Source: an optimization exercise on an open RTL-to-GDS flow (aim: small area, a short achievable clock period and few clock cycles per item). Production flows keep margins and buffers that such runs may drop.
Function was checked by simulation only, so behaviour that the tests miss may differ from the original.
Not every run is shown, and edits may drop behaviour that the tests do not exercise.

**config.mk**
```make
export PLATFORM = sky130hd
export DESIGN_NAME = data_mover_bram
export DESIGN_NICKNAME = data_mover_bram
export VERILOG_FILES = /design/flow/design.v
export SDC_FILE = /design/flow/constraint.sdc
export NUM_CORES = 8
export LEC_CHECK = 0
export CAP_MARGIN = 20
export CORE_MARGIN = 2
export CORE_UTILIZATION = 40
export SLEW_MARGIN = 20
```
**run.sh**
```bash
#!/bin/bash
# synth_recipe.tcl (not shown) runs the flow's synth.tcl, then flattens the netlist and writes it again
# the make line also repeats each setting of config.mk as NAME=value (left out here)
make -C /OpenROAD-flow-scripts/flow DESIGN_CONFIG=/design/flow/config.mk WORK_HOME=/design/flow/orfs CLKGATE_MAP_FILE= SYNTH_SCRIPT=/design/flow/synth_recipe.tcl finish
```
**design.v**
```verilog
`timescale 1ns / 1ps
module fully_connected_core
#(
    parameter IN_DATA_WITDH = 16
)
(
    input                                clk,
    input                                reset_n, 
    input                                i_run, 
    input                                i_valid, 
    input  signed [IN_DATA_WITDH-1:0]    i_node, 
    input  signed [IN_DATA_WITDH-1:0]    i_wegt, 
    output                               o_valid, 
    output signed [IN_DATA_WITDH-1:0]     o_result   
);
reg                              r_valid;
reg signed [IN_DATA_WITDH-1:0] r_result; 
wire signed [IN_DATA_WITDH-1:0] w_result;
always @(posedge clk or negedge reset_n) begin
    if (!reset_n) begin
        r_valid <= 1'b0;  
    end else if (i_run) begin
        r_valid <= 1'b0;  
    end else begin
        r_valid <= i_valid;
    end
end
always @(posedge clk or negedge reset_n) begin
    if (!reset_n) begin
        r_result <= {IN_DATA_WITDH{1'b0}};  
    end else if (i_run) begin
        r_result <= {IN_DATA_WITDH{1'b0}};  
    end else if (i_valid) begin   
        r_result <= r_result + w_result;  
    end
end
assign o_valid  = r_valid;
assign w_result = i_node * i_wegt;
assign o_result = r_result;
endmodule
`timescale 1ns / 1ps
module data_mover_bram
#(
	parameter CNT_BIT = 31,
	parameter DWIDTH = 32,
	parameter AWIDTH = 12,
	parameter MEM_SIZE = 3481,
	parameter IN_DATA_WITDH = 32  
)
(
    input 				clk,
    input 				reset_n,
	input 				i_run,
	input  [CNT_BIT-1:0]	i_num_cnt,
	output   			o_idle,
	output   			o_read,
	output   			o_write,
	output  			o_done,
	output[AWIDTH-1:0] 	addr_b0,
	output 				ce_b0,
	output 				we_b0,
	input [DWIDTH-1:0]  q_b0,
	output[DWIDTH-1:0] 	d_b0,
	output[AWIDTH-1:0] 	addr_b1,
	output 				ce_b1,
	output 				we_b1,
	input [DWIDTH-1:0]  q_b1,
	output[DWIDTH-1:0] 	d_b1,
	output[AWIDTH-1:0] 	addr_b2,
	output 				ce_b2,
	output 				we_b2,
	input [DWIDTH-1:0]  q_b2,
	output[DWIDTH-1:0] 	d_b2,
	output[AWIDTH-1:0] 	addr_b3,
	output 				ce_b3,
	output 				we_b3,
	input [DWIDTH-1:0]  q_b3,
	output[DWIDTH-1:0] 	d_b3,
	output[AWIDTH-1:0] 	addr_b4,
	output 				ce_b4,
	output 				we_b4,
	input [DWIDTH-1:0]  q_b4,
	output[DWIDTH-1:0] 	d_b4,
	output[AWIDTH-1:0] 	addr_b5,
	output 				ce_b5,
	output 				we_b5,
	input [DWIDTH-1:0]  q_b5,
	output[DWIDTH-1:0] 	d_b5,
	output[AWIDTH-1:0] 	addr_b6,
	output 				ce_b6,
	output 				we_b6,
	input [DWIDTH-1:0]  q_b6,
	output[DWIDTH-1:0] 	d_b6,
	output[AWIDTH-1:0] 	addr_b7,
	output 				ce_b7,
	output 				we_b7,
	input [DWIDTH-1:0]  q_b7,
	output[DWIDTH-1:0] 	d_b7,
	output[AWIDTH-1:0] 	addr_b8,
	output 				ce_b8,
	output 				we_b8,
	input [DWIDTH-1:0]  q_b8,
	output[DWIDTH-1:0] 	d_b8,
	output[AWIDTH-1:0] 	addr_b9,
	output 				ce_b9,
	output 				we_b9,
	input [DWIDTH-1:0]  q_b9,
	output[DWIDTH-1:0] 	d_b9,
	output[AWIDTH-1:0] 	addr_b10,
	output 				ce_b10,
	output 				we_b10,
	input [DWIDTH-1:0]  q_b10,
	output[DWIDTH-1:0] 	d_b10,
	output[AWIDTH-1:0] 	addr_b11,
	output 				ce_b11,
	output 				we_b11,
	input [DWIDTH-1:0]  q_b11,
	output[DWIDTH-1:0] 	d_b11,
	output[AWIDTH-1:0] 	addr_b12,
	output 				ce_b12,
	output 				we_b12,
	input [DWIDTH-1:0]  q_b12,
	output[DWIDTH-1:0] 	d_b12,
	output[AWIDTH-1:0] 	addr_b13,
	output 				ce_b13,
	output 				we_b13,
	input [DWIDTH-1:0]  q_b13,
	output[DWIDTH-1:0] 	d_b13,
	output[AWIDTH-1:0] 	addr_b14,
	output 				ce_b14,
	output 				we_b14,
	input [DWIDTH-1:0]  q_b14,
	output[DWIDTH-1:0] 	d_b14,
	output[AWIDTH-1:0] 	addr_b15,
	output 				ce_b15,
	output 				we_b15,
	input [DWIDTH-1:0]  q_b15,
	output[DWIDTH-1:0] 	d_b15,
	output[AWIDTH-1:0] 	addr_b16,
	output 				ce_b16,
	output 				we_b16,
	input [DWIDTH-1:0]  q_b16,
	output[DWIDTH-1:0] 	d_b16,
	output[DWIDTH-1:0]  result_0,
	output[DWIDTH-1:0]  result_1,
	output[DWIDTH-1:0]  result_2,
	output[DWIDTH-1:0]  result_3,
	output[DWIDTH-1:0]  result_4,
	output[DWIDTH-1:0]  result_5,
	output[DWIDTH-1:0]  result_6,
	output[DWIDTH-1:0]  result_7,
	output[DWIDTH-1:0]  result_8,
	output[DWIDTH-1:0]  result_9,
	output[DWIDTH-1:0]  result_10,
	output[DWIDTH-1:0]  result_11,
	output[DWIDTH-1:0]  result_12,
	output[DWIDTH-1:0]  result_13,
	output[DWIDTH-1:0]  result_14,
	output[DWIDTH-1:0]  result_15
    );
localparam S_IDLE	= 2'b00;
localparam S_RUN	= 2'b01;
localparam S_DONE  	= 2'b10;
reg [1:0] c_state_read;  
reg [1:0] n_state_read;  
reg [1:0] c_state_write;  
reg [1:0] n_state_write;  
wire	  is_write_done;
wire	  result_valid;
wire	  is_read_done;
always @(posedge clk or negedge reset_n) begin
    if(!reset_n) begin
		c_state_read <= S_IDLE;
    end else begin
		c_state_read <= n_state_read;
    end
end
always @(posedge clk or negedge reset_n) begin
    if(!reset_n) begin
		c_state_write <= S_IDLE;
    end else begin
		c_state_write <= n_state_write;
    end
end
always @(*) 
begin
	n_state_read = c_state_read;  
	case(c_state_read)
	S_IDLE	: if(i_run)
				n_state_read = S_RUN;
	S_RUN   : if(is_read_done)
				n_state_read = S_DONE;
	S_DONE	: n_state_read 	 = S_IDLE;
	endcase
end 
always @(*) 
begin
	n_state_write = c_state_write;  
	case(c_state_write)
	S_IDLE	: if(i_run)
				n_state_write = S_RUN;
	S_RUN   : if(is_write_done)
				n_state_write = S_DONE;
	S_DONE	: n_state_write   = S_IDLE;
	endcase
end 
assign o_idle 		= (c_state_read == S_IDLE) && (c_state_write == S_IDLE);
assign o_read 		= (c_state_read == S_RUN);
assign o_write 		= (c_state_write == S_RUN);
assign o_done 		= (c_state_write == S_DONE);  
reg [CNT_BIT-1:0] num_cnt;  
always @(posedge clk or negedge reset_n) begin
    if(!reset_n) begin
        num_cnt <= 0;  
    end else if (i_run) begin
        num_cnt <= i_num_cnt;
	end else if (o_done) begin
		num_cnt <= 0;
	end
end
reg [CNT_BIT-1:0] addr_cnt_read;  
reg [CNT_BIT-1:0] addr_cnt_write;
assign is_read_done  = o_read  && (addr_cnt_read == num_cnt-1);
assign is_write_done = o_write && result_valid && (addr_cnt_write == num_cnt-1);  
always @(posedge clk or negedge reset_n) begin
    if(!reset_n) begin
        addr_cnt_read <= 0;  
    end else if (is_read_done) begin
        addr_cnt_read <= 0; 
    end else if (o_read) begin
        addr_cnt_read <= addr_cnt_read + 1;
	end
end
always @(posedge clk or negedge reset_n) begin
    if(!reset_n) begin
        addr_cnt_write <= 0;  
    end else if (is_write_done) begin
        addr_cnt_write <= 0; 
    end else if (o_write && result_valid) begin   
        addr_cnt_write <= addr_cnt_write + 1;
	end
end
assign addr_b0 	= addr_cnt_read;
assign ce_b0 	= o_read;
assign we_b0 	= 1'b0;  
assign d_b0		= {DWIDTH{1'b0}};  
reg 				r_valid;
wire [DWIDTH-1:0] 	mem_data_0;
always @(posedge clk or negedge reset_n) begin
    if(!reset_n) begin
        r_valid <= {DWIDTH{1'b0}};  
    end else begin
		r_valid <= o_read;  
	end
end
assign mem_data_0 = q_b0;  
assign addr_b1 	= addr_cnt_read;
assign ce_b1 	= o_read;
assign we_b1 	= 1'b0;  
assign d_b1		= {DWIDTH{1'b0}};  
wire [DWIDTH-1:0] 	mem_data_1;
assign mem_data_1 = q_b1;
assign addr_b2 	= addr_cnt_read;
assign ce_b2 	= o_read;
assign we_b2 	= 1'b0;  
assign d_b2		= {DWIDTH{1'b0}};  
wire [DWIDTH-1:0] 	mem_data_2;
assign mem_data_2 = q_b2;
assign addr_b3 	= addr_cnt_read;
assign ce_b3 	= o_read;
assign we_b3 	= 1'b0;  
assign d_b3		= {DWIDTH{1'b0}};  
wire [DWIDTH-1:0] 	mem_data_3;
assign mem_data_3 = q_b3;
assign addr_b4 	= addr_cnt_read;
assign ce_b4 	= o_read;
assign we_b4 	= 1'b0;  
assign d_b4		= {DWIDTH{1'b0}};  
wire [DWIDTH-1:0] 	mem_data_4;
assign mem_data_4 = q_b4;
assign addr_b5 	= addr_cnt_read;
assign ce_b5 	= o_read;
assign we_b5 	= 1'b0;  
assign d_b5		= {DWIDTH{1'b0}};  
wire [DWIDTH-1:0] 	mem_data_5;
assign mem_data_5 = q_b5;
assign addr_b6 	= addr_cnt_read;
assign ce_b6 	= o_read;
assign we_b6 	= 1'b0;  
assign d_b6		= {DWIDTH{1'b0}};  
wire [DWIDTH-1:0] 	mem_data_6;
assign mem_data_6 = q_b6;
assign addr_b7 	= addr_cnt_read;
assign ce_b7 	= o_read;
assign we_b7 	= 1'b0;  
assign d_b7		= {DWIDTH{1'b0}};  
wire [DWIDTH-1:0] 	mem_data_7;
assign mem_data_7 = q_b7;
assign addr_b8 	= addr_cnt_read;
assign ce_b8 	= o_read;
assign we_b8 	= 1'b0;  
assign d_b8		= {DWIDTH{1'b0}};  
wire [DWIDTH-1:0] 	mem_data_8;
assign mem_data_8 = q_b8;
assign addr_b9 	= addr_cnt_read;
assign ce_b9 	= o_read;
assign we_b9 	= 1'b0;  
assign d_b9		= {DWIDTH{1'b0}};  
wire [DWIDTH-1:0] 	mem_data_9;
assign mem_data_9 = q_b9;
assign addr_b10 	= addr_cnt_read;
assign ce_b10 	= o_read;
assign we_b10 	= 1'b0;  
assign d_b10		= {DWIDTH{1'b0}};  
wire [DWIDTH-1:0] 	mem_data_10;
assign mem_data_10 = q_b10;
assign addr_b11 	= addr_cnt_read;
assign ce_b11 	= o_read;
assign we_b11 	= 1'b0;  
assign d_b11		= {DWIDTH{1'b0}};  
wire [DWIDTH-1:0] 	mem_data_11;
assign mem_data_11 = q_b11;
assign addr_b12 	= addr_cnt_read;
assign ce_b12 	= o_read;
assign we_b12 	= 1'b0;  
assign d_b12		= {DWIDTH{1'b0}};  
wire [DWIDTH-1:0] 	mem_data_12;
assign mem_data_12 = q_b12;
assign addr_b13 	= addr_cnt_read;
assign ce_b13 	= o_read;
assign we_b13 	= 1'b0;  
assign d_b13		= {DWIDTH{1'b0}};  
wire [DWIDTH-1:0] 	mem_data_13;
assign mem_data_13 = q_b13;
assign addr_b14 	= addr_cnt_read;
assign ce_b14 	= o_read;
assign we_b14 	= 1'b0;  
assign d_b14		= {DWIDTH{1'b0}};  
wire [DWIDTH-1:0] 	mem_data_14;
assign mem_data_14 = q_b14;
assign addr_b15 	= addr_cnt_read;
assign ce_b15 	= o_read;
assign we_b15 	= 1'b0;  
assign d_b15		= {DWIDTH{1'b0}};  
wire [DWIDTH-1:0] 	mem_data_15;
assign mem_data_15 = q_b15;
assign addr_b16 	= addr_cnt_read;
assign ce_b16 	= o_read;
assign we_b16 	= 1'b0;  
assign d_b16		= {DWIDTH{1'b0}};  
wire [DWIDTH-1:0] 	mem_data_16;
assign mem_data_16 = q_b16;
wire	[IN_DATA_WITDH-1:0]	    w_a_0	 	= mem_data_0[(1*IN_DATA_WITDH)-1:(0*IN_DATA_WITDH)];
wire	[IN_DATA_WITDH-1:0]	    w_b_0	 	= mem_data_1[(1*IN_DATA_WITDH)-1:(0*IN_DATA_WITDH)];
wire	[IN_DATA_WITDH-1:0]     w_result_0	;
wire 							w_valid_0 	;
wire	[IN_DATA_WITDH-1:0]	    w_a_1	 	= mem_data_0[(1*IN_DATA_WITDH)-1:(0*IN_DATA_WITDH)];
wire	[IN_DATA_WITDH-1:0]	    w_b_1	 	= mem_data_2[(1*IN_DATA_WITDH)-1:(0*IN_DATA_WITDH)];
wire	[IN_DATA_WITDH-1:0]     w_result_1	;
wire 							w_valid_1 	;
wire	[IN_DATA_WITDH-1:0]	    w_a_2	 	= mem_data_0[(1*IN_DATA_WITDH)-1:(0*IN_DATA_WITDH)];
wire	[IN_DATA_WITDH-1:0]	    w_b_2	 	= mem_data_3[(1*IN_DATA_WITDH)-1:(0*IN_DATA_WITDH)];
wire	[IN_DATA_WITDH-1:0]     w_result_2	;
wire 							w_valid_2 	;
wire	[IN_DATA_WITDH-1:0]	    w_a_3	 	= mem_data_0[(1*IN_DATA_WITDH)-1:(0*IN_DATA_WITDH)];
wire	[IN_DATA_WITDH-1:0]	    w_b_3	 	= mem_data_4[(1*IN_DATA_WITDH)-1:(0*IN_DATA_WITDH)];
wire	[IN_DATA_WITDH-1:0]     w_result_3	;
wire 							w_valid_3 	;
wire	[IN_DATA_WITDH-1:0]	    w_a_4	 	= mem_data_0[(1*IN_DATA_WITDH)-1:(0*IN_DATA_WITDH)];
wire	[IN_DATA_WITDH-1:0]	    w_b_4	 	= mem_data_5[(1*IN_DATA_WITDH)-1:(0*IN_DATA_WITDH)];
wire	[IN_DATA_WITDH-1:0]     w_result_4	;
wire 							w_valid_4 	;
wire	[IN_DATA_WITDH-1:0]	    w_a_5	 	= mem_data_0[(1*IN_DATA_WITDH)-1:(0*IN_DATA_WITDH)];
wire	[IN_DATA_WITDH-1:0]	    w_b_5	 	= mem_data_6[(1*IN_DATA_WITDH)-1:(0*IN_DATA_WITDH)];
wire	[IN_DATA_WITDH-1:0]     w_result_5	;
wire 							w_valid_5 	;
wire	[IN_DATA_WITDH-1:0]	    w_a_6	 	= mem_data_0[(1*IN_DATA_WITDH)-1:(0*IN_DATA_WITDH)];
wire	[IN_DATA_WITDH-1:0]	    w_b_6	 	= mem_data_7[(1*IN_DATA_WITDH)-1:(0*IN_DATA_WITDH)];
wire	[IN_DATA_WITDH-1:0]     w_result_6	;
wire 							w_valid_6 	;
wire	[IN_DATA_WITDH-1:0]	    w_a_7	 	= mem_data_0[(1*IN_DATA_WITDH)-1:(0*IN_DATA_WITDH)];
wire	[IN_DATA_WITDH-1:0]	    w_b_7	 	= mem_data_8[(1*IN_DATA_WITDH)-1:(0*IN_DATA_WITDH)];
wire	[IN_DATA_WITDH-1:0]     w_result_7	;
wire 							w_valid_7 	;
wire	[IN_DATA_WITDH-1:0]	    w_a_8	 	= mem_data_0[(1*IN_DATA_WITDH)-1:(0*IN_DATA_WITDH)];
wire	[IN_DATA_WITDH-1:0]	    w_b_8	 	= mem_data_9[(1*IN_DATA_WITDH)-1:(0*IN_DATA_WITDH)];
wire	[IN_DATA_WITDH-1:0]     w_result_8	;
wire 							w_valid_8 	;
wire	[IN_DATA_WITDH-1:0]	    w_a_9	 	= mem_data_0[(1*IN_DATA_WITDH)-1:(0*IN_DATA_WITDH)];
wire	[IN_DATA_WITDH-1:0]	    w_b_9	 	= mem_data_10[(1*IN_DATA_WITDH)-1:(0*IN_DATA_WITDH)];
wire	[IN_DATA_WITDH-1:0]     w_result_9	;
wire 							w_valid_9 	;
wire	[IN_DATA_WITDH-1:0]	    w_a_10	 	= mem_data_0[(1*IN_DATA_WITDH)-1:(0*IN_DATA_WITDH)];
wire	[IN_DATA_WITDH-1:0]	    w_b_10	 	= mem_data_11[(1*IN_DATA_WITDH)-1:(0*IN_DATA_WITDH)];
wire	[IN_DATA_WITDH-1:0]     w_result_10	;
wire 							w_valid_10 	;
wire	[IN_DATA_WITDH-1:0]	    w_a_11	 	= mem_data_0[(1*IN_DATA_WITDH)-1:(0*IN_DATA_WITDH)];
wire	[IN_DATA_WITDH-1:0]	    w_b_11	 	= mem_data_12[(1*IN_DATA_WITDH)-1:(0*IN_DATA_WITDH)];
wire	[IN_DATA_WITDH-1:0]     w_result_11	;
wire 							w_valid_11 	;
wire	[IN_DATA_WITDH-1:0]	    w_a_12	 	= mem_data_0[(1*IN_DATA_WITDH)-1:(0*IN_DATA_WITDH)];
wire	[IN_DATA_WITDH-1:0]	    w_b_12	 	= mem_data_13[(1*IN_DATA_WITDH)-1:(0*IN_DATA_WITDH)];
wire	[IN_DATA_WITDH-1:0]     w_result_12	;
wire 							w_valid_12 	;
wire	[IN_DATA_WITDH-1:0]	    w_a_13	 	= mem_data_0[(1*IN_DATA_WITDH)-1:(0*IN_DATA_WITDH)];
wire	[IN_DATA_WITDH-1:0]	    w_b_13	 	= mem_data_14[(1*IN_DATA_WITDH)-1:(0*IN_DATA_WITDH)];
wire	[IN_DATA_WITDH-1:0]     w_result_13	;
wire 							w_valid_13 	;
wire	[IN_DATA_WITDH-1:0]	    w_a_14	 	= mem_data_0[(1*IN_DATA_WITDH)-1:(0*IN_DATA_WITDH)];
wire	[IN_DATA_WITDH-1:0]	    w_b_14	 	= mem_data_15[(1*IN_DATA_WITDH)-1:(0*IN_DATA_WITDH)];
wire	[IN_DATA_WITDH-1:0]     w_result_14	;
wire 							w_valid_14 	;
wire	[IN_DATA_WITDH-1:0]	    w_a_15	 	= mem_data_0[(1*IN_DATA_WITDH)-1:(0*IN_DATA_WITDH)];
wire	[IN_DATA_WITDH-1:0]	    w_b_15	 	= mem_data_16[(1*IN_DATA_WITDH)-1:(0*IN_DATA_WITDH)];
wire	[IN_DATA_WITDH-1:0]     w_result_15	;
wire 							w_valid_15 	;
fully_connected_core
#(
	.IN_DATA_WITDH (IN_DATA_WITDH)
)
u_fully_connected_core_8b_0(
    .clk		(clk	 	),
    .reset_n	(reset_n 	),
	.i_run		(i_run		),
	.i_valid	(r_valid 	),
	.i_node		(w_a_0	 	),
	.i_wegt		(w_b_0	 	),
	.o_result	(w_result_0	),
	.o_valid	(w_valid_0	)
);
fully_connected_core
#(
	.IN_DATA_WITDH (IN_DATA_WITDH)
)
u_fully_connected_core_8b_1(
    .clk		(clk	 	),
    .reset_n	(reset_n 	),
	.i_run		(i_run		),
	.i_valid	(r_valid 	),
	.i_node		(w_a_1	 	),
	.i_wegt		(w_b_1	 	),
	.o_result	(w_result_1	),
	.o_valid	(w_valid_1	)
);
fully_connected_core
#(
	.IN_DATA_WITDH (IN_DATA_WITDH)
)
u_fully_connected_core_8b_2(
    .clk		(clk	 	),
    .reset_n	(reset_n 	),
	.i_run		(i_run		),
	.i_valid	(r_valid 	),
	.i_node		(w_a_2	 	),
	.i_wegt		(w_b_2	 	),
	.o_result	(w_result_2	),
	.o_valid	(w_valid_2	)
);
fully_connected_core
#(
	.IN_DATA_WITDH (IN_DATA_WITDH)
)
u_fully_connected_core_8b_3(
    .clk		(clk	 	),
    .reset_n	(reset_n 	),
	.i_run		(i_run		),
	.i_valid	(r_valid 	),
	.i_node		(w_a_3	 	),
	.i_wegt		(w_b_3	 	),
	.o_result	(w_result_3	),
	.o_valid	(w_valid_3	)
);
fully_connected_core
#(
	.IN_DATA_WITDH (IN_DATA_WITDH)
)
u_fully_connected_core_8b_4(
    .clk		(clk	 	),
    .reset_n	(reset_n 	),
	.i_run		(i_run		),
	.i_valid	(r_valid 	),
	.i_node		(w_a_4	 	),
	.i_wegt		(w_b_4	 	),
	.o_result	(w_result_4	),
	.o_valid	(w_valid_4	)
);
fully_connected_core
#(
	.IN_DATA_WITDH (IN_DATA_WITDH)
)
u_fully_connected_core_8b_5(
    .clk		(clk	 	),
    .reset_n	(reset_n 	),
	.i_run		(i_run		),
	.i_valid	(r_valid 	),
	.i_node		(w_a_5	 	),
	.i_wegt		(w_b_5	 	),
	.o_result	(w_result_5	),
	.o_valid	(w_valid_5	)
);
fully_connected_core
#(
	.IN_DATA_WITDH (IN_DATA_WITDH)
)
u_fully_connected_core_8b_6(
    .clk		(clk	 	),
    .reset_n	(reset_n 	),
	.i_run		(i_run		),
	.i_valid	(r_valid 	),
	.i_node		(w_a_6	 	),
	.i_wegt		(w_b_6	 	),
	.o_result	(w_result_6	),
	.o_valid	(w_valid_6	)
);
fully_connected_core
#(
	.IN_DATA_WITDH (IN_DATA_WITDH)
)
u_fully_connected_core_8b_7(
    .clk		(clk	 	),
    .reset_n	(reset_n 	),
	.i_run		(i_run		),
	.i_valid	(r_valid 	),
	.i_node		(w_a_7	 	),
	.i_wegt		(w_b_7	 	),
	.o_result	(w_result_7	),
	.o_valid	(w_valid_7	)
);
fully_connected_core
#(
	.IN_DATA_WITDH (IN_DATA_WITDH)
)
u_fully_connected_core_8b_8(
    .clk		(clk	 	),
    .reset_n	(reset_n 	),
	.i_run		(i_run		),
	.i_valid	(r_valid 	),
	.i_node		(w_a_8	 	),
	.i_wegt		(w_b_8	 	),
	.o_result	(w_result_8	),
	.o_valid	(w_valid_8	)
);
fully_connected_core
#(
	.IN_DATA_WITDH (IN_DATA_WITDH)
)
u_fully_connected_core_8b_9(
    .clk		(clk	 	),
    .reset_n	(reset_n 	),
	.i_run		(i_run		),
	.i_valid	(r_valid 	),
	.i_node		(w_a_9	 	),
	.i_wegt		(w_b_9	 	),
	.o_result	(w_result_9	),
	.o_valid	(w_valid_9	)
);
fully_connected_core
#(
	.IN_DATA_WITDH (IN_DATA_WITDH)
)
u_fully_connected_core_8b_10(
    .clk		(clk	 	),
    .reset_n	(reset_n 	),
	.i_run		(i_run		),
	.i_valid	(r_valid 	),
	.i_node		(w_a_10	 	),
	.i_wegt		(w_b_10 	),
	.o_result	(w_result_10 ),
	.o_valid	(w_valid_10	)
);
fully_connected_core
#(
	.IN_DATA_WITDH (IN_DATA_WITDH)
)
u_fully_connected_core_8b_11(
    .clk		(clk	 	),
    .reset_n	(reset_n 	),
	.i_run		(i_run		),
	.i_valid	(r_valid 	),
	.i_node		(w_a_11	 	),
	.i_wegt		(w_b_11 	),
	.o_result	(w_result_11 ),
	.o_valid	(w_valid_11	)
);
fully_connected_core
#(
	.IN_DATA_WITDH (IN_DATA_WITDH)
)
u_fully_connected_core_8b_12(
    .clk		(clk	 	),
    .reset_n	(reset_n 	),
	.i_run		(i_run		),
	.i_valid	(r_valid 	),
	.i_node		(w_a_12	 	),
	.i_wegt		(w_b_12	 	),
	.o_result	(w_result_12	),
	.o_valid	(w_valid_12	)
);
fully_connected_core
#(
	.IN_DATA_WITDH (IN_DATA_WITDH)
)
u_fully_connected_core_8b_13(
    .clk		(clk	 	),
    .reset_n	(reset_n 	),
	.i_run		(i_run		),
	.i_valid	(r_valid 	),
	.i_node		(w_a_13	 	),
	.i_wegt		(w_b_13	 	),
	.o_result	(w_result_13	),
	.o_valid	(w_valid_13	)
);
fully_connected_core
#(
	.IN_DATA_WITDH (IN_DATA_WITDH)
)
u_fully_connected_core_8b_14(
    .clk		(clk	 	),
    .reset_n	(reset_n 	),
	.i_run		(i_run		),
	.i_valid	(r_valid 	),
	.i_node		(w_a_14	 	),
	.i_wegt		(w_b_14	 	),
	.o_result	(w_result_14),
	.o_valid	(w_valid_14	)
);
fully_connected_core
#(
	.IN_DATA_WITDH (IN_DATA_WITDH)
)
u_fully_connected_core_8b_15(
    .clk		(clk	 	),
    .reset_n	(reset_n 	),
	.i_run		(i_run		),
	.i_valid	(r_valid 	),
	.i_node		(w_a_15	 	),
	.i_wegt		(w_b_15	 	),
	.o_result	(w_result_15),
	.o_valid	(w_valid_15	)
);
assign result_valid = w_valid_0 & w_valid_1 & w_valid_2 & w_valid_3 & w_valid_4 & w_valid_5 & w_valid_6 & w_valid_7 & w_valid_8 & w_valid_9 & w_valid_10 & w_valid_11 & w_valid_12 & w_valid_13 & w_valid_14 & w_valid_15;
assign result_0 	= w_result_0;
assign result_1 	= w_result_1;
assign result_2 	= w_result_2;
assign result_3 	= w_result_3;
assign result_4 	= w_result_4;
assign result_5 	= w_result_5;
assign result_6 	= w_result_6;
assign result_7 	= w_result_7;
assign result_8 	= w_result_8;
assign result_9 	= w_result_9;
assign result_10 	= w_result_10;
assign result_11 	= w_result_11;
assign result_12 	= w_result_12;
assign result_13 	= w_result_13;
assign result_14 	= w_result_14;
assign result_15 	= w_result_15;
endmodule
```
**constraint.sdc**
```tcl
create_clock -name core_clock -period 10.0 [get_ports {clk}]
set_input_delay 2.0000 -clock core_clock [delete_from_list [all_inputs] [get_ports {clk}]]
set_output_delay 2.0000 -clock core_clock [all_outputs]
set_load 0.01 [all_outputs]
```
==> results by group, run 1 <==
STA
  • Clk_skew: 0.0670 ns
  • RSZ-0062 raised after global routing: no
  • Slew headroom: 0.251
  • Min Hold Slack: 0.514 ns
  • Fmax: 108 MHz
  • Hold Fails Final Rpt: 0
  • Period utilization: 0.928
  • Fin Setup TNS: 0 ns
  • Final Worst Setup Slack: 0.724 ns

Worst hold path
  • Worst hold path class: register to register
  • Hold Startpoint: u_fully_connected_core_8b_11.r_result[25]
  • Worst hold path depth: 2

Final layout
  • Finished Layout Cells: 45,100
  • Nets: 44,700
  • Share of cells above drive strength 1: 0.0428
  • Commonest non-fill, non-tap cell in the layout: inv_1
  • Fraction of area in multi-input gates: 0.737
  • NonClk Buf Share: 0.0747
  • ANT cells: 146
  • Finished Cell Area: 337,000 um2
  • Layout fillers: 74,200
  • Area delta synth->final: 10.4%
  • Layout clock buffer count: 134
  • Register area: 15,300 um2
  • Invs w/o clock: 8,371
  • Multi-input logic area: 249,000 um2
  • Most frequent cells in the layout: 8,368 x inv_1, 7,008 x fa_1, 5,097 x and2_1

Routing
  • Detailed Routing Iterations Pass 1: 8
  • DRT iter0 DRCs: 15,700
  • Met2 Routed Length: 488,000 um
  • DRT met1 WL: 419,000 um
  • Top sig layer: met5
  • Remaining DRCs: 0

Setup path
  • Reg-to-reg startpoint: u_fully_connected_core_8b_15.r_result[19]
  • CP most frequent cell: fa_1
  • CP top delay family: adder cells
  • Crit Reg-Reg Endpoint: u_fully_connected_core_8b_15.r_result[28]
  • Worst Setup EP: u_fully_connected_core_8b_15.r_result[28]
  • CP max FO: 10
  • Setup crit start: q_b16[10]
  • Worst Path Buf+Inv: 9
  • CP max stage cell: clkdlybuf4s50_1
  • Crit path DAT: 10.05 ns

Logic synthesis
  • Yosys top cell area share: 0.459
  • Synth warn: 2
  • Seq/Total Area, Yosys: 0.0500
  • Mean area per synthesized cell: 8.97 um2
  • Cell Area, Synth: 306,000 um2
  • Main combinational cell family by area after synthesis: adder cells
  • Most common cell in the netlist: inv_1
  • Primary FF master, synth: dfrtp_1
  • Synth Area in XOR/XNOR: 0.0438
  • Simple-gate area share of the yosys netlist: 0.169
  • Compound-Gate Fraction of Synth Area: 0.0264
  • Synth async-reset ratio: 1.00
  • Top cells by count, synth: 8,369 x inv_1, 7,008 x fa_1, 5,097 x and2_1
  • EDFF count, synth: 0

Global routing
  • Vias in the first global route: 248,000
  • Initial antenna violation count: 209
  • Largest net degree at the start of global routing: 106
  • Most Crowded Layer GR: met2
  • Congestion Overflow GR: 0

Clock network
  • Clock root buffer: clkbuf_16
  • Worst-path clk slew: 0.06 ns
  • CTS H-tree depth: 3
  • Skew-Pair Late Insertion Delay: 0.97 ns
  • Post-CTS setup buffer count: 0
  • CTS tree: yes
  • Clock Sinks: 611
  • Resize count post-CTS: 0

Floorplanning
  • Rows: 321
  • DIE AREA: 771,000 um2
  • I/O pin count: 1,876
  • Initial Utilization: 0.401

Status
  • Status: no timing/DRC/antenna violations

Run
  • MaxCap Viol Count: 0

Placement
  • Place WS: -0.122 ns
  • Cells after DPL: 44,800
Testbench counts for the RTL of run 1, summed over its fixed seeds: cycles 50,836, items 50,068.
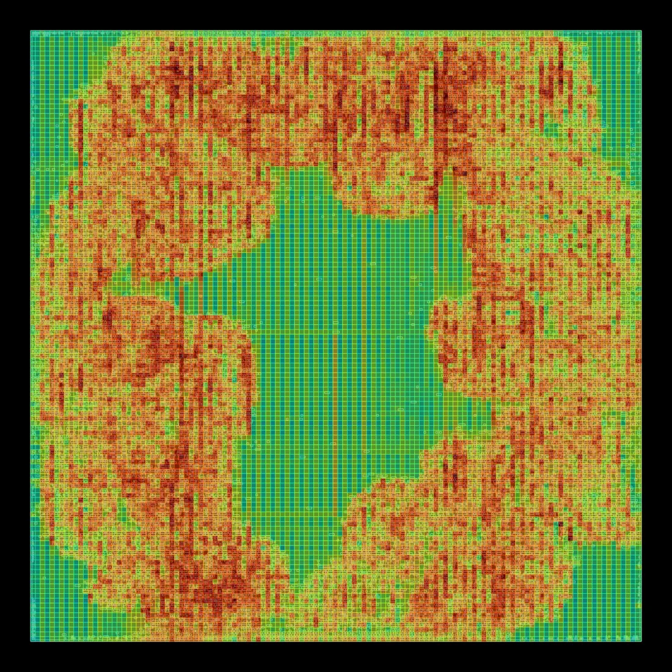
(run_1/final_congestion.png)
met1 usage: 0.357
met3 Resource Use GR: 0.0541

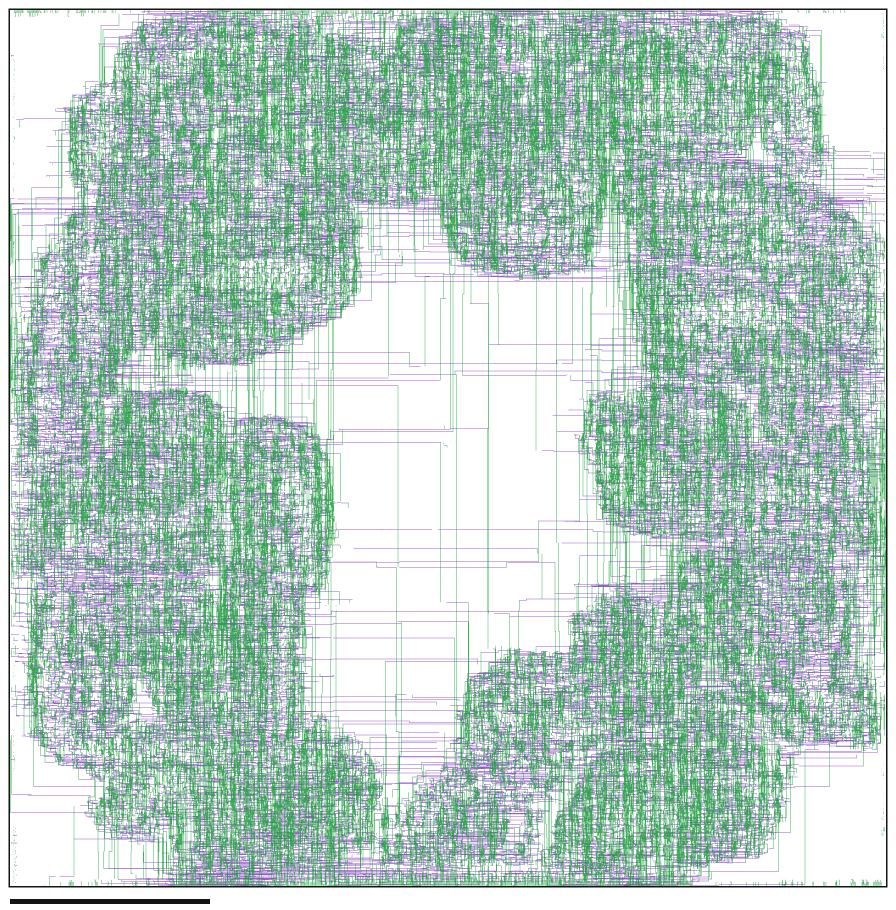
(run_1/metal_stack.png)
The bar under the picture is 200 um long. Two of the layers only.
purple -> met1  # wire length 419 mm
green -> met2  # wire length 488 mm
vias: 226,000
final wirelength: 1,060,000 um
GRT Total Usage: 0.278
Routed WL per cell: 23.4 um

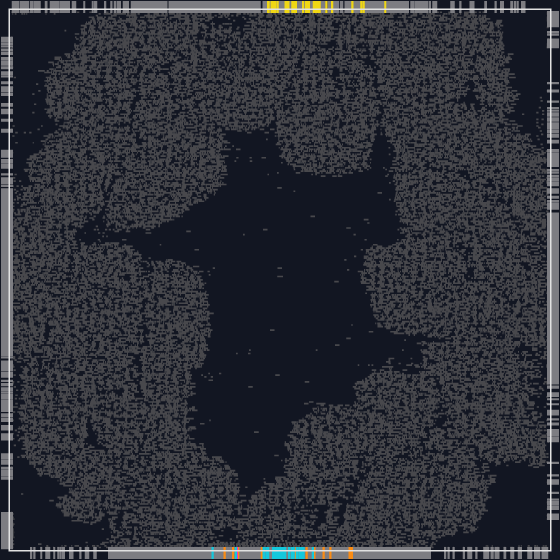
(run_1/pins.png)
Pins as bars across the die edge, other pins in gray.
orange -> addr_b3  # pins 12, direction output, edge bottom
magenta -> o_read  # pins 1, direction output, edge bottom
yellow -> q_b15  # pins 32, direction input, edge top
cyan -> i_num_cnt  # pins 31, direction input, edge bottom
all pins by edge = 644 bottom, 523 top, 372 left, 337 right
count of input and output buffers: 1,314
Die W: 878 um
Die H: 878 um

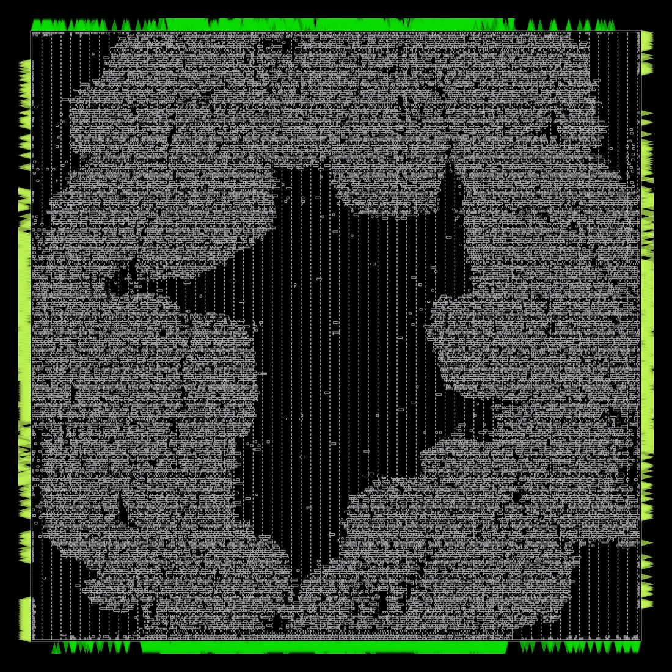
(run_1/final_placement.png)
Seq area share: 0.0453
fin util: 0.442
core footprint: 763,000 um2
Seq Cell Count: 611

==> run_1/clock_map.png <==
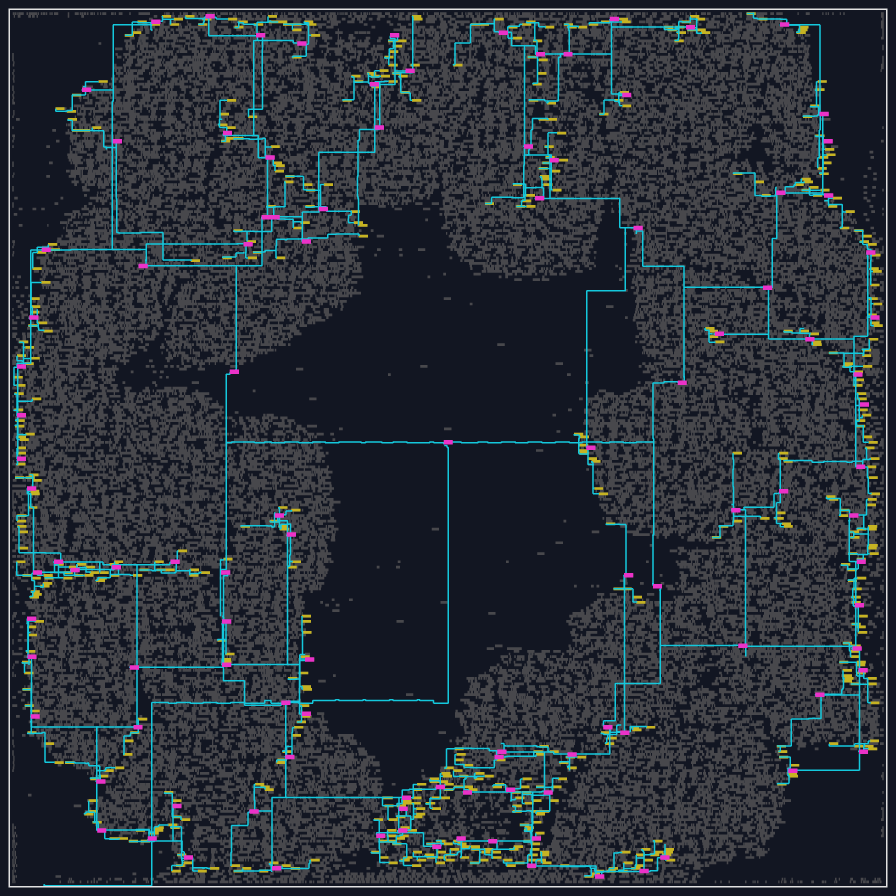

--- run 2: outline of the changes from run 1 ---
design.v: 658 -> 1090 lines; modules unchanged: 0
  fully_connected_core: edited, 39 -> 844 lines
  fc_fa: new, 4 lines
  data_mover_bram: edited, 617 -> 240 lines
==> module data_mover_bram as of run 2 <==
module data_mover_bram
#(
	parameter CNT_BIT = 31,
	parameter DWIDTH = 32,
	parameter AWIDTH = 12,
	parameter MEM_SIZE = 3481,
	parameter IN_DATA_WITDH = 32  
)
(
    input 				clk,
    input 				reset_n,
	input 				i_run,
	input  [CNT_BIT-1:0]	i_num_cnt,
	output   			o_idle,
	output   			o_read,
	output   			o_write,
	output  			o_done,
	output[AWIDTH-1:0] 	addr_b0,
	output 				ce_b0,
	output 				we_b0,
	input [DWIDTH-1:0]  q_b0,
	output[DWIDTH-1:0] 	d_b0,
	output[AWIDTH-1:0] 	addr_b1,
	output 				ce_b1,
	output 				we_b1,
	input [DWIDTH-1:0]  q_b1,
	output[DWIDTH-1:0] 	d_b1,
	output[AWIDTH-1:0] 	addr_b2,
	output 				ce_b2,
	output 				we_b2,
	input [DWIDTH-1:0]  q_b2,
	output[DWIDTH-1:0] 	d_b2,
	output[AWIDTH-1:0] 	addr_b3,
	output 				ce_b3,
	output 				we_b3,
	input [DWIDTH-1:0]  q_b3,
	output[DWIDTH-1:0] 	d_b3,
	output[AWIDTH-1:0] 	addr_b4,
	output 				ce_b4,
	output 				we_b4,
	input [DWIDTH-1:0]  q_b4,
	output[DWIDTH-1:0] 	d_b4,
	output[AWIDTH-1:0] 	addr_b5,
	output 				ce_b5,
	output 				we_b5,
	input [DWIDTH-1:0]  q_b5,
	output[DWIDTH-1:0] 	d_b5,
	output[AWIDTH-1:0] 	addr_b6,
	output 				ce_b6,
	output 				we_b6,
	input [DWIDTH-1:0]  q_b6,
	output[DWIDTH-1:0] 	d_b6,
	output[AWIDTH-1:0] 	addr_b7,
	output 				ce_b7,
	output 				we_b7,
	input [DWIDTH-1:0]  q_b7,
	output[DWIDTH-1:0] 	d_b7,
	output[AWIDTH-1:0] 	addr_b8,
	output 				ce_b8,
	output 				we_b8,
	input [DWIDTH-1:0]  q_b8,
	output[DWIDTH-1:0] 	d_b8,
	output[AWIDTH-1:0] 	addr_b9,
	output 				ce_b9,
	output 				we_b9,
	input [DWIDTH-1:0]  q_b9,
	output[DWIDTH-1:0] 	d_b9,
	output[AWIDTH-1:0] 	addr_b10,
	output 				ce_b10,
	output 				we_b10,
	input [DWIDTH-1:0]  q_b10,
	output[DWIDTH-1:0] 	d_b10,
	output[AWIDTH-1:0] 	addr_b11,
	output 				ce_b11,
	output 				we_b11,
	input [DWIDTH-1:0]  q_b11,
	output[DWIDTH-1:0] 	d_b11,
	output[AWIDTH-1:0] 	addr_b12,
	output 				ce_b12,
	output 				we_b12,
	input [DWIDTH-1:0]  q_b12,
	output[DWIDTH-1:0] 	d_b12,
	output[AWIDTH-1:0] 	addr_b13,
	output 				ce_b13,
	output 				we_b13,
	input [DWIDTH-1:0]  q_b13,
	output[DWIDTH-1:0] 	d_b13,
	output[AWIDTH-1:0] 	addr_b14,
	output 				ce_b14,
	output 				we_b14,
	input [DWIDTH-1:0]  q_b14,
	output[DWIDTH-1:0] 	d_b14,
	output[AWIDTH-1:0] 	addr_b15,
	output 				ce_b15,
	output 				we_b15,
	input [DWIDTH-1:0]  q_b15,
	output[DWIDTH-1:0] 	d_b15,
	output[AWIDTH-1:0] 	addr_b16,
	output 				ce_b16,
	output 				we_b16,
	input [DWIDTH-1:0]  q_b16,
	output[DWIDTH-1:0] 	d_b16,
	output[DWIDTH-1:0]  result_0,
	output[DWIDTH-1:0]  result_1,
	output[DWIDTH-1:0]  result_2,
	output[DWIDTH-1:0]  result_3,
	output[DWIDTH-1:0]  result_4,
	output[DWIDTH-1:0]  result_5,
	output[DWIDTH-1:0]  result_6,
	output[DWIDTH-1:0]  result_7,
	output[DWIDTH-1:0]  result_8,
	output[DWIDTH-1:0]  result_9,
	output[DWIDTH-1:0]  result_10,
	output[DWIDTH-1:0]  result_11,
	output[DWIDTH-1:0]  result_12,
	output[DWIDTH-1:0]  result_13,
	output[DWIDTH-1:0]  result_14,
	output[DWIDTH-1:0]  result_15
    );
reg         st_idle, st_write, st_done;
reg         rd;                  
reg  [11:0] addr;                
wire        start = st_idle & i_run;
wire        last  = rd & (addr == 12'd0);
wire [11:0] addr_dec = (start ? i_num_cnt[11:0] : addr) - 12'd1;
reg  [3:1] lst;               
reg  [3:1] fst;               
always @(posedge clk or negedge reset_n) begin
    if (!reset_n) begin
        st_idle  <= 1'b1;
        st_write <= 1'b0;
        st_done  <= 1'b0;
        rd       <= 1'b0;
        lst      <= {3{1'b0}};
        fst      <= {3{1'b0}};
    end else begin
        st_idle  <= st_done | (st_idle & ~i_run);
        st_write <= start | (st_write & ~lst[3]);
        st_done  <= lst[3];
        rd       <= start | (rd & ~last);
        lst      <= {lst[2:1], last};
        fst      <= {fst[2:1], start};
    end
end
always @(posedge clk) addr <= addr_dec;
assign o_idle  = st_idle;
assign o_write = st_write;
assign o_done  = st_done;
assign o_read  = rd;
reg         vld;                 
always @(posedge clk or negedge reset_n) begin
    if (!reset_n) vld <= 1'b0;
    else          vld <= rd;
end
wire [31:0] n = q_b0 & {32{vld}};    
wire [31:0] m1 = n;
wire [31:0] m3 = n + {n[30:0], 1'b0};
assign addr_b0 = addr; assign ce_b0 = rd; assign we_b0 = 1'b0; assign d_b0 = 32'd0;
assign we_b1 = 1'b0; assign d_b1 = 32'd0;
assign we_b2 = 1'b0; assign d_b2 = 32'd0;
assign we_b3 = 1'b0; assign d_b3 = 32'd0;
assign we_b4 = 1'b0; assign d_b4 = 32'd0;
assign we_b5 = 1'b0; assign d_b5 = 32'd0;
assign we_b6 = 1'b0; assign d_b6 = 32'd0;
assign we_b7 = 1'b0; assign d_b7 = 32'd0;
assign we_b8 = 1'b0; assign d_b8 = 32'd0;
assign we_b9 = 1'b0; assign d_b9 = 32'd0;
assign we_b10 = 1'b0; assign d_b10 = 32'd0;
assign we_b11 = 1'b0; assign d_b11 = 32'd0;
assign we_b12 = 1'b0; assign d_b12 = 32'd0;
assign we_b13 = 1'b0; assign d_b13 = 32'd0;
assign we_b14 = 1'b0; assign d_b14 = 32'd0;
assign we_b15 = 1'b0; assign d_b15 = 32'd0;
assign we_b16 = 1'b0; assign d_b16 = 32'd0;
wire rd_nxt = start | (rd & ~last);
fully_connected_core u_lane_0 (
    .clk(clk), .i_clr_pre(fst[2]), .i_rd_nxt(rd_nxt), .i_addr_nxt(addr_dec), .o_ce(ce_b1), .o_addr(addr_b1),
    .i_n1(m1), .i_n3(m3),
    .i_wegt(q_b1), .o_result(result_0));
fully_connected_core u_lane_1 (
    .clk(clk), .i_clr_pre(fst[2]), .i_rd_nxt(rd_nxt), .i_addr_nxt(addr_dec), .o_ce(ce_b2), .o_addr(addr_b2),
    .i_n1(m1), .i_n3(m3),
    .i_wegt(q_b2), .o_result(result_1));
fully_connected_core u_lane_2 (
    .clk(clk), .i_clr_pre(fst[2]), .i_rd_nxt(rd_nxt), .i_addr_nxt(addr_dec), .o_ce(ce_b3), .o_addr(addr_b3),
    .i_n1(m1), .i_n3(m3),
    .i_wegt(q_b3), .o_result(result_2));
fully_connected_core u_lane_3 (
    .clk(clk), .i_clr_pre(fst[2]), .i_rd_nxt(rd_nxt), .i_addr_nxt(addr_dec), .o_ce(ce_b4), .o_addr(addr_b4),
    .i_n1(m1), .i_n3(m3),
    .i_wegt(q_b4), .o_result(result_3));
fully_connected_core u_lane_4 (
    .clk(clk), .i_clr_pre(fst[2]), .i_rd_nxt(rd_nxt), .i_addr_nxt(addr_dec), .o_ce(ce_b5), .o_addr(addr_b5),
    .i_n1(m1), .i_n3(m3),
    .i_wegt(q_b5), .o_result(result_4));
fully_connected_core u_lane_5 (
    .clk(clk), .i_clr_pre(fst[2]), .i_rd_nxt(rd_nxt), .i_addr_nxt(addr_dec), .o_ce(ce_b6), .o_addr(addr_b6),
    .i_n1(m1), .i_n3(m3),
    .i_wegt(q_b6), .o_result(result_5));
fully_connected_core u_lane_6 (
    .clk(clk), .i_clr_pre(fst[2]), .i_rd_nxt(rd_nxt), .i_addr_nxt(addr_dec), .o_ce(ce_b7), .o_addr(addr_b7),
    .i_n1(m1), .i_n3(m3),
    .i_wegt(q_b7), .o_result(result_6));
fully_connected_core u_lane_7 (
    .clk(clk), .i_clr_pre(fst[2]), .i_rd_nxt(rd_nxt), .i_addr_nxt(addr_dec), .o_ce(ce_b8), .o_addr(addr_b8),
    .i_n1(m1), .i_n3(m3),
    .i_wegt(q_b8), .o_result(result_7));
fully_connected_core u_lane_8 (
    .clk(clk), .i_clr_pre(fst[2]), .i_rd_nxt(rd_nxt), .i_addr_nxt(addr_dec), .o_ce(ce_b9), .o_addr(addr_b9),
    .i_n1(m1), .i_n3(m3),
    .i_wegt(q_b9), .o_result(result_8));
fully_connected_core u_lane_9 (
    .clk(clk), .i_clr_pre(fst[2]), .i_rd_nxt(rd_nxt), .i_addr_nxt(addr_dec), .o_ce(ce_b10), .o_addr(addr_b10),
    .i_n1(m1), .i_n3(m3),
    .i_wegt(q_b10), .o_result(result_9));
fully_connected_core u_lane_10 (
    .clk(clk), .i_clr_pre(fst[2]), .i_rd_nxt(rd_nxt), .i_addr_nxt(addr_dec), .o_ce(ce_b11), .o_addr(addr_b11),
    .i_n1(m1), .i_n3(m3),
    .i_wegt(q_b11), .o_result(result_10));
fully_connected_core u_lane_11 (
    .clk(clk), .i_clr_pre(fst[2]), .i_rd_nxt(rd_nxt), .i_addr_nxt(addr_dec), .o_ce(ce_b12), .o_addr(addr_b12),
    .i_n1(m1), .i_n3(m3),
    .i_wegt(q_b12), .o_result(result_11));
fully_connected_core u_lane_12 (
    .clk(clk), .i_clr_pre(fst[2]), .i_rd_nxt(rd_nxt), .i_addr_nxt(addr_dec), .o_ce(ce_b13), .o_addr(addr_b13),
    .i_n1(m1), .i_n3(m3),
    .i_wegt(q_b13), .o_result(result_12));
fully_connected_core u_lane_13 (
    .clk(clk), .i_clr_pre(fst[2]), .i_rd_nxt(rd_nxt), .i_addr_nxt(addr_dec), .o_ce(ce_b14), .o_addr(addr_b14),
    .i_n1(m1), .i_n3(m3),
    .i_wegt(q_b14), .o_result(result_13));
fully_connected_core u_lane_14 (
    .clk(clk), .i_clr_pre(fst[2]), .i_rd_nxt(rd_nxt), .i_addr_nxt(addr_dec), .o_ce(ce_b15), .o_addr(addr_b15),
    .i_n1(m1), .i_n3(m3),
    .i_wegt(q_b15), .o_result(result_14));
fully_connected_core u_lane_15 (
    .clk(clk), .i_clr_pre(fst[2]), .i_rd_nxt(rd_nxt), .i_addr_nxt(addr_dec), .o_ce(ce_b16), .o_addr(addr_b16),
    .i_n1(m1), .i_n3(m3),
    .i_wegt(q_b16), .o_result(result_15));
endmodule
==> module fc_fa as of run 2 <==
module fc_fa (input a, input b, input c, output s, output co);
assign s  = a ^ b ^ c;
assign co = (a & b) | (a & c) | (b & c);
endmodule
--- a/config.mk
+++ b/config.mk
@@ -9,3 +9,5 @@
 export CORE_MARGIN = 2
 export CORE_UTILIZATION = 40
+export SETUP_SLACK_MARGIN = 5
 export SLEW_MARGIN = 20
+export SYNTH_HIERARCHICAL = 1
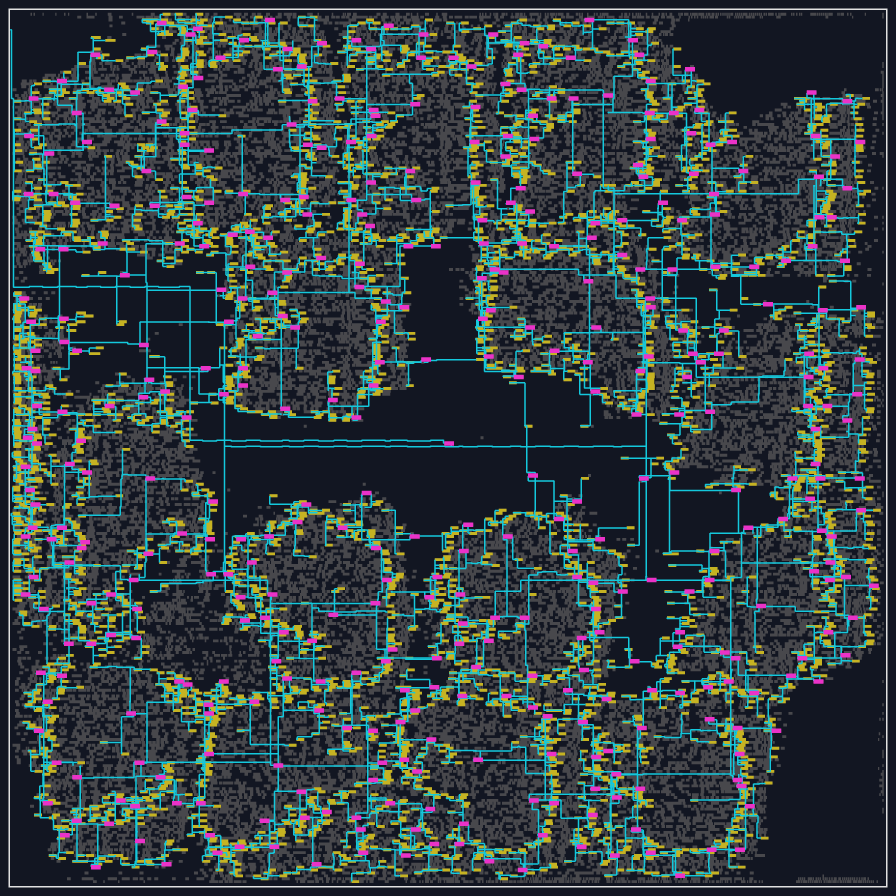
(run_2/clock_map.png)
cyan -> clock wires  # length 54.8 mm
yellow -> flip-flops  # count 3,814
magenta -> cells driving clock nets  # count 437
flops lie = widely spread
Skew-Pair Late Insertion Delay: 1.13 ns
clk_skew: 0.172 ns

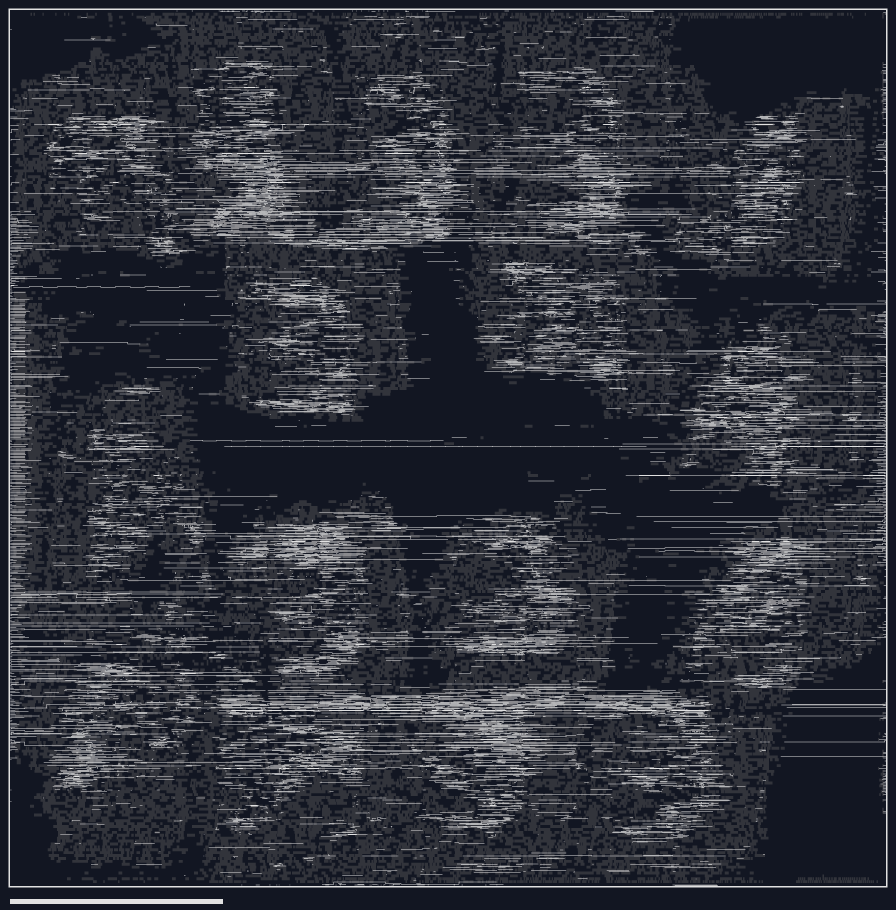
(run_2/met3.png)
The bar under the picture is 200 um long. Cells faint in the background.
wire length on this layer = 119 mm
nets with wire on the layer = 4,001
share of all routed wire = 11%
main direction = horizontal
longest straight run = 265 um
met3 Resource Use GR: 0.0976
vias: 218,000

==> run 2 against run 1 <==
- the layout now fails its checks (antenna rules)
- final cell count down 23%
- wire length rose by 0.75%
- synthesized cell count down 26%
- die area is 13% lower
- core utilization rose by 0.98 points
- global-route usage rose by 2.4 points
- first-iteration DRC count grew 86%
- critical endpoint is now u_lane_9.i_m3[31]
- highest routed layer unchanged
==> results by group, run 2 <==
Logic synthesis
  • Simple-gate area share of the yosys netlist: 0.0645
  • Compound-Gate Fraction of Synth Area: 0.235
  • Seq/Total Area, Yosys: 0.286
  • Main combinational cell family by area after synthesis: compound AO/OA/AOI/OAI gates
  • Most common cell in the netlist: xnor2_1
  • Cell Area, Synth: 267,000 um2
  • EDFF count, synth: 0
  • Synth warn: 8
  • Yosys top cell area share: 0.285
  • Primary FF master, synth: dfxtp_1
  • Synth Register Bits: 3,814
  • Synth async-reset ratio: 0.00262
  • Synth unique cells: 92
  • Synth Area in XOR/XNOR: 0.134

Final layout
  • Commonest non-fill, non-tap cell in the layout: xnor2_1
  • Share of cells above drive strength 1: 0.0824
  • Register area: 76,500 um2
  • Most frequent cells in the layout: 3,830 x xnor2_1, 3,768 x dfxtp_1, 2,673 x a221oi_1
  • Finished Cell Area: 301,000 um2
  • Layout fillers: 62,400
  • ANT cells: 630
  • Invs w/o clock: 119
  • Area delta synth->final: 12.8%
  • Fraction of area in multi-input gates: 0.592
  • Fin util: 0.452
  • Multi-input logic area: 178,000 um2
  • Seq Cell Count: 3,814
  • Finished Layout Cells: 34,900
  • Nets: 28,900
  • Layout clock buffer count: 581

STA
  • Fin Setup TNS: 0 ns
  • Hold Fails Final Rpt: 0
  • Fmax: 199 MHz
  • Slew headroom: 0.106
  • Final Worst Setup Slack: 4.97 ns
  • Min Hold Slack: 0.346 ns
  • RSZ-0062 raised after global routing: no

Worst hold path
  • Hold Startpoint: lst[1]
  • Worst hold path depth: 0
  • Worst hold path class: register to register

Routing
  • Remaining DRCs: 0
  • Detailed Routing Iterations Pass 1: 11
  • Final wirelength: 1,070,000 um
  • Routed WL per cell: 30.6 um
  • DRT met1 WL: 404,000 um
  • Top sig layer: met5
  • DRT iter0 DRCs: 29,100
  • Antenna viol nets, final: 5
  • Met2 Routed Length: 463,000 um

Floorplanning
  • Die H: 821 um
  • Rows: 300
  • DIE AREA: 675,000 um2
  • I/O pin count: 1,876
  • Core footprint: 667,000 um2
  • Initial Utilization: 0.401
  • Die W: 821 um

Clock network
  • Max clock buf depth: 4
  • Clock Sinks: 3,814
  • CTS H-tree depth: 5
  • Worst-path clk slew: 0.06 ns
  • CTS tree: yes
  • Post-CTS setup buffer count: 3
  • Resize count post-CTS: 4
  • Hold bufs inserted after CTS: 0
  • Clock root buffer: clkbuf_16

Setup path
  • CP max FO: 28
  • Crit Reg-Reg Endpoint: u_lane_9.i_m3[31]
  • Reg-to-reg startpoint: vld
  • Critical Path End Type: register
  • Crit path DAT: 5.89 ns
  • CP top delay family: buffers and inverters
  • CP max stage cell: buf_4
  • Worst Setup EP: u_lane_9.i_m3[31]
  • Worst Path Buf+Inv: 3

Status
  • Status: complete, but fails checks
  • Fail Reasons: antenna rules

Placement
  • Count of input and output buffers: 1,295
  • Place WS: 3.29 ns
  • Cells after DPL: 33,400

Global routing
  • Largest net degree at the start of global routing: 34
  • Congestion Overflow GR: 0
  • GRT Total Usage: 0.301
  • Met1 usage: 0.371
  • Most Crowded Layer GR: met2
  • Initial antenna violation count: 297
  • Vias in the first global route: 206,000

Run
  • MaxCap Viol Count: 0
Testbench counts for the RTL of run 2, summed over its fixed seeds: cycles 51,028, items 50,068.

what the ideal ports hide:
How much do the figures lean on ideal ports? The routed layouts below were timed once more, with nothing changed but the port constraints. Step 1, drivers: a clkbuf_16 drives clk and a buf_2 each remaining input, both assumed. Step 2 times the ports against the registers' clock, not the clock port: input delays grow and output delays shrink by t, the midpoint of the rising clock arrivals with the driver on. Slacks: ideal ports / drivers / drivers and shift; pairs: ideal ports / drivers.
run | shift t [ns] | setup WS [ns] | worst hold slack (ns) | worst slew at a driven data input, ns | pins driven straight from the clock port
run 1 | 1.085 | 0.724 / 0.810 / -0.274 | 0.514 / 0.514 / 0.514 | 0.47 | 1
run 2 | 1.184 | 4.969 / 4.987 / 3.803 | 0.346 / 0.346 / 0.346 | 0.46 | 1
With both steps, setup timing fails in run 1, where it was met with ideal ports. The setup slack of run 2, which loses most, moves by +0.018 ns with the drivers and by -1.166 ns with both steps.
